From an optimization exercise on the open Yosys and OpenROAD flow, aimed at small area; shortcuts taken in it are not production practice. For this run, only the layout was checked, not whether the RTL still works. Power figures rest on the tool's default switching activity, not on a simulated workload.

==> images/final_worst_path.png <==
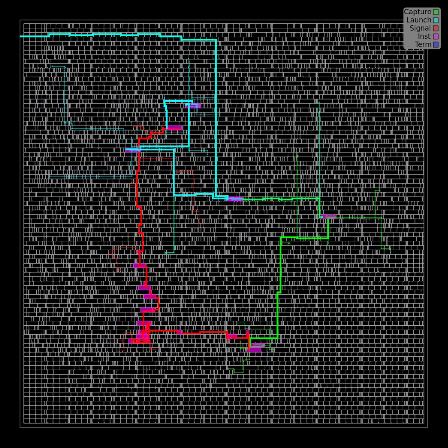
==> images/clock_map.png <==
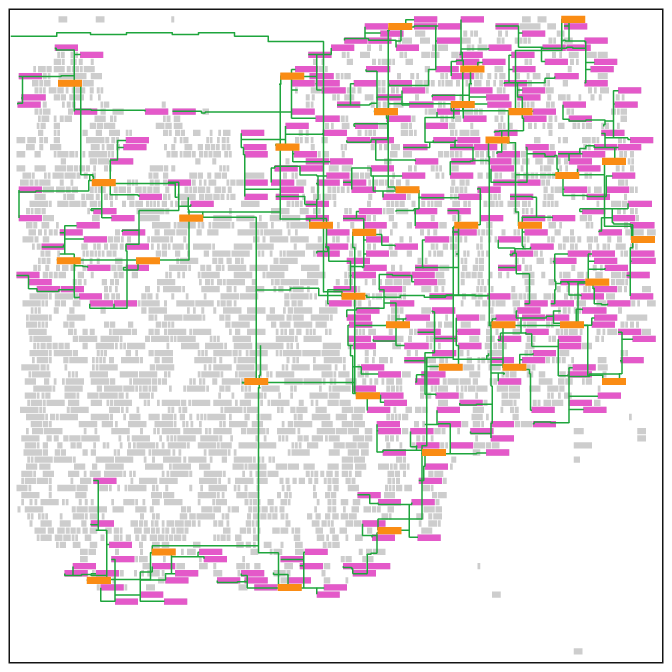
==> images/final_routing.png <==
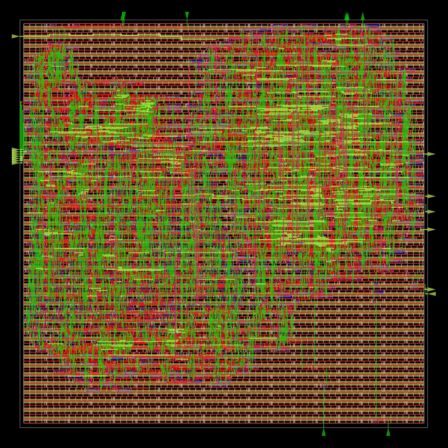
==> images/met4.png <==
Bar = 50 um. Supply wires on this layer in grey.
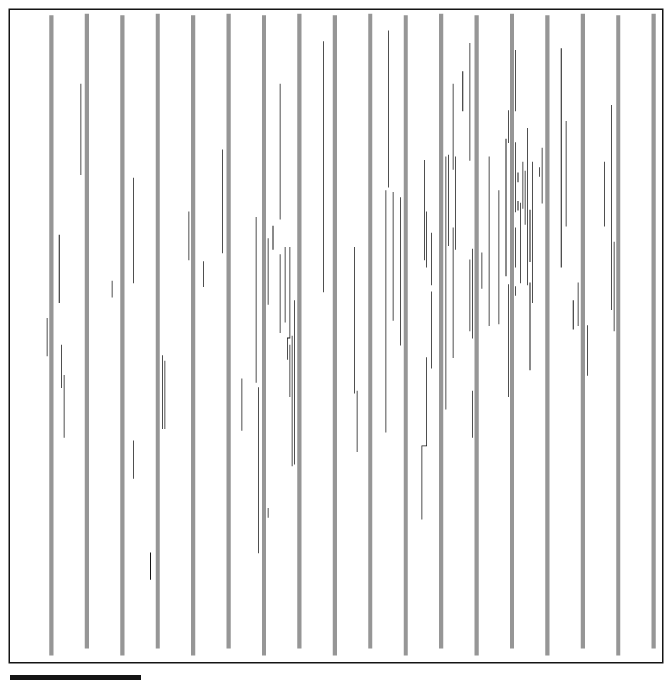
`config.mk`:
```
export PLATFORM = sky130hd
export DESIGN_NAME = serial
export DESIGN_NICKNAME = serial
export VERILOG_FILES = /design/flow/design.v
export SDC_FILE = /design/flow/constraint.sdc
export NUM_CORES = 4
export LEC_CHECK = 0
export CAP_MARGIN = 20
export CORE_MARGIN = 2
export CORE_UTILIZATION = 40
export SLEW_MARGIN = 20
```
`constraint.sdc`:
```
create_clock -name core_clock -period 10.0 [get_ports {clk}]
set_input_delay 2.0000 -clock core_clock [delete_from_list [all_inputs] [get_ports {clk}]]
set_output_delay 2.0000 -clock core_clock [all_outputs]
set_load 0.01 [all_outputs]
```
`design.v`:
```
`timescale 100fs/100fs
module serial
    (  
      input  clk  
    , input  reset  
    , input  enable  
    , input  can_send
    , input [7:0] data_in
    , input  in_stb
    , output wire [7:0] data_out
    , output wire  out_stb
    );
  wire [8:0] c_ds_app_arg;
  wire  c_ds_app_arg_0;
  reg [5:0] maybeToBoola_c_ds_app_arg;
  wire [7:0] c_ds_app_arg_1;
  wire [6:0] result_0;
  wire [7:0] a;
  wire [12:0] result_1;
  reg [6:0] result_2;
  wire [6:0] c_case_alt;
  reg [6:0] c_case_alt_0;
  wire [1:0] dir;
  wire [6:0] c_case_alt_1;
  wire [6:0] c_case_alt_2;
  wire [6:0] c_case_alt_3;
  wire [3:0] a1;
  reg [4:0] inp_n;
  wire signed [63:0] c_inp_n_app_arg;
  reg [5:0] c_app_arg;
  wire [5:0] c_case_alt_4;
  reg [5:0] c_case_alt_5;
  reg [5:0] c_case_alt_6;
  wire [0:0] ctr;
  wire [1:0] ctr_0;
  wire [2:0] ctr_1;
  reg [5:0] result_3;
  reg [5:0] c_case_alt_7;
  reg [5:0] c_case_alt_8;
  reg [5:0] c_case_alt_9;
  wire [20:0] c_case_scrut;
  wire signed [63:0] wild;
  wire signed [63:0] c_wild_app_arg;
  wire  c_ds_app_arg_2;
  reg [31:0] maybeToBoola_c_ds_app_arg_0;
  wire [5:0] c_ds_app_arg_3;
  wire [32:0] result_4;
  wire [5:0] a_0;
  wire signed [63:0] c_r_app_arg;
  wire [15:0] result_5;
  wire signed [63:0] c_ds1_app_arg;
  wire [16:0] r;
  wire [15:0] result_6;
  wire signed [63:0] c_r_app_arg_0;
  wire [15:0] result_7;
  reg [32:0] c_app_arg_0;
  wire [64:0] result_8;
  wire [15:0] x;
  wire [15:0] y;
  wire [3:0] n;
  wire [3:0] n_0;
  wire [3:0] n_1;
  reg [31:0] ds1;
  wire [16:0] r_0;
  wire [16:0] r_1;
  reg [36:0] maybeToBoola_c_ds_app_arg_1;
  wire [8:0] result_9;
  wire [45:0] c_case_alt_10;
  wire [8:0] c_app_arg_1;
  wire [8:0] c_case_alt_11;
  wire [7:0] result_10;
  wire signed [63:0] c_app_arg_2;
  wire signed [63:0] c_app_arg_3;
  wire [31:0] a_1;
  wire [3:0] c_app_arg_4;
  wire [4:0] z;
  wire [3:0] result_11;
  wire [3:0] digitIdx;
  wire [32:0] c_app_arg_5;
  wire [31:0] n_2;
  wire [32:0] number;
  reg [265:0] maybeToBoola_c_ds_app_arg_2;
  wire [8:0] result_12;
  wire signed [63:0] c_wild3_app_arg;
  wire [255:0] result_13;
  wire [255:0] c_app_arg_6;
  wire [4:0] c_app_arg_7;
  wire [4:0] c_app_arg_8;
  wire signed [63:0] c_wild3_app_arg_0;
  wire [7:0] result_14;
  wire [8:0] c_app_arg_9;
  wire [274:0] result_15;
  wire  canSend;
  wire [7:0] a_2;
  wire signed [63:0] wild3;
  wire signed [63:0] wild3_0;
  wire  doSend;
  wire [4:0] readPointer1;
  wire [4:0] writePointer1;
  wire [255:0] memory1;
  wire [7:0] a1_0;
  wire [9:0] eta;
  wire [7:0] c_bv;
  wire signed [63:0] result_selection_res;
  wire [0:0] c_case_alt_selection_9;
  wire [16:0] c_bv_0;
  wire [16:0] c_bv_1;
  wire [16:0] c_bv_2;
  wire [31:0] c_i_29;
  wire [31:0] c_i_31;
  wire [8:0] result;
  assign eta = {can_send,   data_in,   in_stb};
  assign c_ds_app_arg = eta[0:0] ? {1'b1,eta[8:1]} : {1'b0,8'bxxxxxxxx};
  assign c_ds_app_arg_0 = c_ds_app_arg[8:8] ? 1'b1 : 1'b0;
  always @(posedge clk or  posedge  reset) begin : maybeToBoola_c_ds_app_arg_register
    if ( reset) begin
      maybeToBoola_c_ds_app_arg <= {3'b000,1'd1,2'bxx};
    end else if (c_ds_app_arg_0) begin
      maybeToBoola_c_ds_app_arg <= result_1[12:7];
    end
  end
  assign c_ds_app_arg_1 = c_ds_app_arg[8:8] ? a : 8'b00000111;
  assign result_0 = result_1[6:0];
  assign a = c_ds_app_arg[7:0];
  assign result_1 = {c_app_arg,   result_2};
  always @(*) begin
    case(maybeToBoola_c_ds_app_arg[5:3])
      3'b100 : result_2 = c_case_alt_0;
      3'b101 : result_2 = c_case_alt;
      default : result_2 = {1'b0,6'bxxxxxx};
    endcase
  end
  assign c_case_alt = inp_n[4:4] ? {1'b1,{2'b11,4'bxxxx}} : {1'b0,6'bxxxxxx};
  always @(*) begin
    case(dir)
      2'b00 : c_case_alt_0 = c_case_alt_3;
      2'b01 : c_case_alt_0 = c_case_alt_2;
      default : c_case_alt_0 = c_case_alt_1;
    endcase
  end
  assign dir = maybeToBoola_c_ds_app_arg[2:1];
  assign c_case_alt_1 = inp_n[4:4] ? {1'b1,{2'b10,a1}} : {1'b0,6'bxxxxxx};
  assign c_case_alt_2 = inp_n[4:4] ? {1'b1,{2'b01,a1}} : {1'b0,6'bxxxxxx};
  assign c_case_alt_3 = inp_n[4:4] ? {1'b1,{2'b00,a1}} : {1'b0,6'bxxxxxx};
  assign a1 = inp_n[3:0];
  always @(*) begin
    case(c_ds_app_arg_1)
      8'b00000111 : inp_n = {1'b0,4'bxxxx};
      default : inp_n = {1'b1,$unsigned(c_inp_n_app_arg[0+:4])};
    endcase
  end
  assign c_bv = (c_ds_app_arg_1 & 8'b00001111);
  assign c_inp_n_app_arg = $unsigned({{(64-8) {1'b0}},c_bv});
  always @(*) begin
    case(maybeToBoola_c_ds_app_arg[5:3])
      3'b000 : c_app_arg = result_3;
      3'b001 : c_app_arg = c_case_alt_6;
      3'b010 : c_app_arg = c_case_alt_5;
      3'b011 : c_app_arg = c_case_alt_4;
      3'b100 : c_app_arg = {3'b000,1'd0,2'bxx};
      3'b101 : c_app_arg = {3'b110,3'bxxx};
      default : c_app_arg = {3'b110,3'bxxx};
    endcase
  end
  assign c_case_alt_4 = ctr ? {3'b011,ctr - 1'd1,2'bxx} : {3'b100,2'd1,1'bx};
  always @(*) begin
    case(ctr_0)
      2'd0 : c_case_alt_5 = {3'b100,2'd2,1'bx};
      default : c_case_alt_5 = {3'b010,ctr_0 - 2'd1,1'bx};
    endcase
  end
  always @(*) begin
    case(ctr_1)
      3'd0 : c_case_alt_6 = {3'b100,2'd0,1'bx};
      default : c_case_alt_6 = {3'b001,ctr_1 - 3'd1};
    endcase
  end
  assign ctr = maybeToBoola_c_ds_app_arg[2:2];
  assign ctr_0 = maybeToBoola_c_ds_app_arg[2:1];
  assign ctr_1 = maybeToBoola_c_ds_app_arg[2:0];
  assign result_selection_res = (($unsigned(wild)) <= 64'd1114111) ? 64'sd1 : 64'sd0;
  always @(*) begin
    case(result_selection_res)
      64'sd1 : result_3 = c_case_alt_7;
      default : result_3 = {6 {1'bx}};
    endcase
  end
  assign c_case_alt_selection_9 = maybeToBoola_c_ds_app_arg[2:2];
  always @(*) begin
    case(c_case_alt_selection_9)
      1'd0 : c_case_alt_7 = c_case_alt_9;
      1'd1 : c_case_alt_7 = c_case_alt_8;
      default : c_case_alt_7 = {6 {1'bx}};
    endcase
  end
  always @(*) begin
    case(c_case_scrut)
      21'd10 : c_case_alt_8 = {3'b101,3'bxxx};
      21'd100 : c_case_alt_8 = {3'b010,2'd3,1'bx};
      21'd102 : c_case_alt_8 = {3'b001,3'd6};
      21'd117 : c_case_alt_8 = {3'b011,1'd1,2'bxx};
      default : c_case_alt_8 = {6 {1'bx}};
    endcase
  end
  always @(*) begin
    case(c_case_scrut)
      21'd10 : c_case_alt_9 = {3'b000,1'd1,2'bxx};
      default : c_case_alt_9 = {6 {1'bx}};
    endcase
  end
  assign c_case_scrut = $unsigned(wild[0+:21]);
  assign wild = $signed(c_wild_app_arg);
  assign c_wild_app_arg = $unsigned({{(64-8) {1'b0}},c_ds_app_arg_1});
  assign c_ds_app_arg_2 = result_0[6:6] ? 1'b1 : 1'b0;
  always @(posedge clk or  posedge  reset) begin : maybeToBoola_c_ds_app_arg_0_register
    if ( reset) begin
      maybeToBoola_c_ds_app_arg_0 <= {16'd0,   16'd0};
    end else if (c_ds_app_arg_2) begin
      maybeToBoola_c_ds_app_arg_0 <= result_8[64:33];
    end
  end
  assign c_ds_app_arg_3 = result_0[6:6] ? a_0 : {2'b00,4'd0};
  assign result_4 = result_8[32:0];
  assign a_0 = result_0[5:0];
  assign c_r_app_arg = $unsigned({{(64-4) {1'b0}},n});
  assign c_bv_0 = (r_0);
  assign result_5 = (( c_bv_0[17-1] ) == 1'b0) ? (r_0[0+:16]) : 16'd65535;
  assign c_ds1_app_arg = $unsigned({{(64-4) {1'b0}},n_1});
  assign r =  y - ($unsigned(c_ds1_app_arg[0+:16]));
  assign c_bv_1 = (r);
  assign result_6 = (( c_bv_1[17-1] ) == 1'b0) ? (r[0+:16]) : (16'd0);
  assign c_r_app_arg_0 = $unsigned({{(64-4) {1'b0}},n_0});
  assign c_bv_2 = (r_1);
  assign result_7 = (( c_bv_2[17-1] ) == 1'b0) ? (r_1[0+:16]) : 16'd65535;
  always @(*) begin
    case(c_ds_app_arg_3[5:4])
      2'b11 : c_app_arg_0 = {1'b1,({{(32-16) {1'b0}},x}) * ({{(32-16) {1'b0}},y})};
      default : c_app_arg_0 = {1'b0,32'bxxxxxxxxxxxxxxxxxxxxxxxxxxxxxxxx};
    endcase
  end
  assign result_8 = {{ds1[31:16],   ds1[15:0]},
                     c_app_arg_0};
  assign x = maybeToBoola_c_ds_app_arg_0[31:16];
  assign y = maybeToBoola_c_ds_app_arg_0[15:0];
  assign n = c_ds_app_arg_3[3:0];
  assign n_0 = c_ds_app_arg_3[3:0];
  assign n_1 = c_ds_app_arg_3[3:0];
  always @(*) begin
    case(c_ds_app_arg_3[5:4])
      2'b00 : ds1 = {result_5,   y};
      2'b01 : ds1 = {x,   result_6};
      2'b10 : ds1 = {x,   result_7};
      default : ds1 = maybeToBoola_c_ds_app_arg_0;
    endcase
  end
  assign r_0 = x + ($unsigned(c_r_app_arg[0+:16]));
  assign r_1 = y + ($unsigned(c_r_app_arg_0[0+:16]));
  always @(posedge clk or  posedge  reset) begin : maybeToBoola_c_ds_app_arg_1_register
    if ( reset) begin
      maybeToBoola_c_ds_app_arg_1 <= {{1'b0,32'bxxxxxxxxxxxxxxxxxxxxxxxxxxxxxxxx},   4'd0};
    end else if (enable) begin
      maybeToBoola_c_ds_app_arg_1 <= c_case_alt_10[45:9];
    end
  end
  assign result_9 = c_case_alt_10[8:0];
  assign c_case_alt_10 = {{c_app_arg_5,
                           c_app_arg_4},   c_app_arg_1};
  assign c_app_arg_1 = (digitIdx < 4'd8) ? c_case_alt_11 : {1'b0,8'bxxxxxxxx};
  assign c_case_alt_11 = number[32:32] ? {1'b1,result_10} : {1'b0,8'bxxxxxxxx};
  assign result_10 = (a_1 <= 32'd9) ? ($unsigned(c_app_arg_2[0+:8])) : ($unsigned(c_app_arg_3[0+:8]));
  assign c_i_29 = (32'd48 | a_1);
  assign c_app_arg_2 = $unsigned({{(64-32) {1'b0}},c_i_29});
  assign c_i_31 = (a_1 + 32'd87);
  assign c_app_arg_3 = $unsigned({{(64-32) {1'b0}},c_i_31});
  assign a_1 = n_2 >> (64'sd28);
  assign c_app_arg_4 = number[32:32] ? result_11 : 4'd0;
  assign z = digitIdx + 4'd1;
  assign result_11 = (z > 5'd8) ? 4'd8 : (z[0+:4]);
  assign digitIdx = maybeToBoola_c_ds_app_arg_1[3:0];
  assign c_app_arg_5 = number[32:32] ? {1'b1,n_2 << (64'sd4)} : result_4;
  assign n_2 = number[31:0];
  assign number = maybeToBoola_c_ds_app_arg_1[36:4];
  always @(posedge clk or  posedge  reset) begin : maybeToBoola_c_ds_app_arg_2_register
    if ( reset) begin
      maybeToBoola_c_ds_app_arg_2 <= {{8'b00000001,   8'b00000001,   8'b00000001,   8'b00000001,   8'b00000001,
    8'b00000001,   8'b00000001,   8'b00000001,   8'b00000001,   8'b00000001,
    8'b00000001,   8'b00000001,   8'b00000001,   8'b00000001,   8'b00000001,
    8'b00000001,   8'b00000001,   8'b00000001,   8'b00000001,   8'b00000001,
    8'b00000001,   8'b00000001,   8'b00000001,   8'b00000001,   8'b00000001,
    8'b00000001,   8'b00000001,   8'b00000001,   8'b00000001,   8'b00000001,
    8'b00000001,   8'b00000001},   5'd0,   5'd0};
    end else if (enable) begin
      maybeToBoola_c_ds_app_arg_2 <= result_15[274:9];
    end
  end
  assign result_12 = result_15[8:0];
  assign c_wild3_app_arg = $unsigned({{(64-5) {1'b0}},writePointer1});
  genvar i;
  generate
  for (i=0;i<32;i=i+1) begin : vector_replace
    assign result_13[(31-i)*8+:8] = (wild3) == i ? a_2 : memory1[(31-i)*8+:8];
  end
  endgenerate
  assign c_app_arg_6 = result_9[8:8] ? result_13 : memory1;
  assign c_app_arg_7 = result_9[8:8] ? (writePointer1 + 5'd1) : writePointer1;
  assign c_app_arg_8 = doSend ? (readPointer1 + 5'd1) : readPointer1;
  assign c_wild3_app_arg_0 = $unsigned({{(64-5) {1'b0}},readPointer1});
  wire [7:0] vecArray [0:32-1];
  genvar i_0;
  generate
  for (i_0=0; i_0 < 32; i_0=i_0+1) begin : mk_array
    assign vecArray[(32-1)-i_0] = memory1[i_0*8+:8];
  end
  endgenerate
  assign result_14 = vecArray[(wild3_0)];
  assign c_app_arg_9 = doSend ? {1'b1,result_14} : {1'b0,8'bxxxxxxxx};
  assign result_15 = {{c_app_arg_6,
                       c_app_arg_7,   c_app_arg_8},   c_app_arg_9};
  assign canSend = eta[9:9];
  assign a_2 = result_9[7:0];
  assign wild3 = $signed(c_wild3_app_arg);
  assign wild3_0 = $signed(c_wild3_app_arg_0);
  assign doSend = canSend ? (writePointer1 > readPointer1) : 1'b0;
  assign readPointer1 = maybeToBoola_c_ds_app_arg_2[4:0];
  assign writePointer1 = maybeToBoola_c_ds_app_arg_2[9:5];
  assign memory1 = maybeToBoola_c_ds_app_arg_2[265:10];
  assign result = result_12[8:8] ? {a1_0,
                                    1'b1} : {{8 {1'bx}},   1'b0};
  assign a1_0 = result_12[7:0];
  assign data_out = result[8:1];
  assign out_stb = result[0:0];
endmodule
```
`run.sh`:
```
#!/bin/bash
# synth_recipe.tcl (not shown) runs the flow's synth.tcl, then flattens the netlist and writes it again
# the make line also repeats each setting of config.mk as NAME=value (left out here)
make -C /OpenROAD-flow-scripts/flow DESIGN_CONFIG=/design/flow/config.mk WORK_HOME=/design/flow/orfs CLKGATE_MAP_FILE= SYNTH_SCRIPT=/design/flow/synth_recipe.tcl finish
```
==> notes.md <==
STA
Setup repair after global routing left no endpoint under its margin. Setup total negative slack on the finished layout was measured at 0 ps. The worst hold slack is 473.2 ps.

The final number of setup-violating endpoints is 0. Dividing the final minimum period by the clock period gives 66.65%. The final number of hold-violating endpoints is 0.

Logic synthesis
Sorting the synthesized cells by area gives the leading types as sky130_fd_sc_hd__dfrtp_1, sky130_fd_sc_hd__fa_1, sky130_fd_sc_hd__ha_1, sky130_fd_sc_hd__nand2_1, sky130_fd_sc_hd__o21ai_0. In the synthesized netlist, mux cells make up 2.896% of the area. In this run the mean area of a mapped cell was 8.973 um2. For this run, the number of Yosys warnings is 1. The xor/xnor share of the synthesized area is 1.523%.

Of the synthesized area, sequential elements account for between 30% and 40%. Among all flip-flop cells after synthesis, the most frequent one is sky130_fd_sc_hd__dfrtp_1. The count of distinct cell types in the synthesized netlist is 76.

Power
The internal power of the cells totals about 2500 uW. The overall power consumption is 4094 uW. In this run, the combinational gates consume between 20% and 30% of the power.

The clock network consumes a total of between 1000 and 1500 uW. The sequential power is roughly 1500 uW.

Clock network
TritonCTS built the clock tree. Clock tree synthesis found a total of between 300 and 400 sinks. After clock tree synthesis, the repair step resized 0 gates. The H-tree depth is 2.

Floorplan
The area of the die is 62,370 um2. 22 I/O pins were placed. The die is 249.7 um wide.

Route
The pre-antenna-repair detailed-routing pass consisted of 6 iterations. The number of remaining DRC errors is 0. The met3 wire length is 4235 um.

After detailed routing, the number of vias per cell comes to 5.658. After detailed routing, the wire length on met1 is 29,060 um.

Setup path
The critical register-to-register path endpoint is maybeToBoola_c_ds_app_arg_1[31]. The startpoint identified for the worst register-to-register timing path is maybeToBoola_c_ds_app_arg_0[9]. The largest fanout on the critical path is 26.

At the worst endpoint, the arrival time is slightly above 7000 ps. The critical path capture point type is a flop.

Finish
The post-route netlist has roughly 6.8% of its cells at a drive strength greater than 1.

GRT
Entering global routing, the biggest net connects 177 pins. The first-pass GRT wire length is 112,000 um.

Placement
At the placement stage, the worst setup path has a slack of 3375 ps.

Outcome
The flow ran to the end and the layout has no timing, DRC or antenna violations.
About final_worst_path.png:
Final min period: 6665 ps
setup slack of the critical path after layout: 3335 ps
final core utilization: 43.39%
non-filler cells, final: 3,401

About clock_map.png:
[flip-flops] magenta | count: 309
[cells driving clock nets] orange | count: 37
[clock wires] green | length: 4,810 um
flops lie: all over the die
clock latency on the worst-skew pair: 580 ps
worst clock skew on the final layout: 21.45 ps

About final_routing.png:
uppermost signal routing layer after detailed routing: met4
detailed-route wire length per cell: 20.43 um
aggregate global-route resource usage: 22.58%
met2 routed wirelength: 33,530 um

About met4.png:
wire length on this layer: 2,650 um
main direction: vertical
share of all routed wire: 3.8%
longest straight run: 96.6 um
via total after detailed routing: 19,240
post-detailed-routing wire length: 69,470 um

worst max-delay path: stages, from the launching register on:
cell                       delay (ps)
sky130_fd_sc_hd__dfrtp_1          980
sky130_fd_sc_hd__nand2_1          160
sky130_fd_sc_hd__fa_1             530
sky130_fd_sc_hd__inv_1             50
sky130_fd_sc_hd__fa_1             490
sky130_fd_sc_hd__inv_1             50
sky130_fd_sc_hd__fa_1             530
sky130_fd_sc_hd__inv_1             50
sky130_fd_sc_hd__fa_1             480
sky130_fd_sc_hd__fa_1             550
sky130_fd_sc_hd__inv_1             60
sky130_fd_sc_hd__fa_1             530
sky130_fd_sc_hd__inv_1             40
sky130_fd_sc_hd__ha_1             390
sky130_fd_sc_hd__a21oi_1          240
sky130_fd_sc_hd__nand2_1          100
sky130_fd_sc_hd__a211oi_1         410
sky130_fd_sc_hd__o211ai_1         290
sky130_fd_sc_hd__a41oi_1          310
sky130_fd_sc_hd__xor2_1           170
sky130_fd_sc_hd__o21ai_0           90
cell type report:
cell class,instances,area [um2]
Clock inverter,10,155.1
Multi-Input combinational cell,1926,14630
Tap cell,782,978.4
Inverter,270,1017
Timing Repair Buffer,46,411.6
Sequential cell,309,7775
Clock buffer,58,1075
Fill cell,5786,33980

-- static timing again, ports no longer ideal --
In the flow no input, the clock included, has a driving cell. The finished layout below was timed again as built, in two steps.
Step 1, drivers: a clkbuf_16 drives clk and a buf_2 each remaining input, both assumed.
Step 2 adds t to the input delays and takes it off the output delays; t is the mean of the earliest and latest rising clock arrival at the registers after step 1. Input paths then give back, and output paths get back, about the clock's delay inside the block.
Slacks: ideal / step 1 / step 2; pairs: ideal / step 1.
t, ns: 0.623
slack for setup (ns): 3.335 / 3.335 / 3.266
hold WS [ns]: 0.473 / 0.473 / 0.473
clock arrival spread, ns: 0.024 / 0.025
pins driven straight from the clock port: 1
After both steps this run still meets setup and hold. The setup slack of this run moves by 0.000 ns with the drivers and by -0.069 ns with both steps.
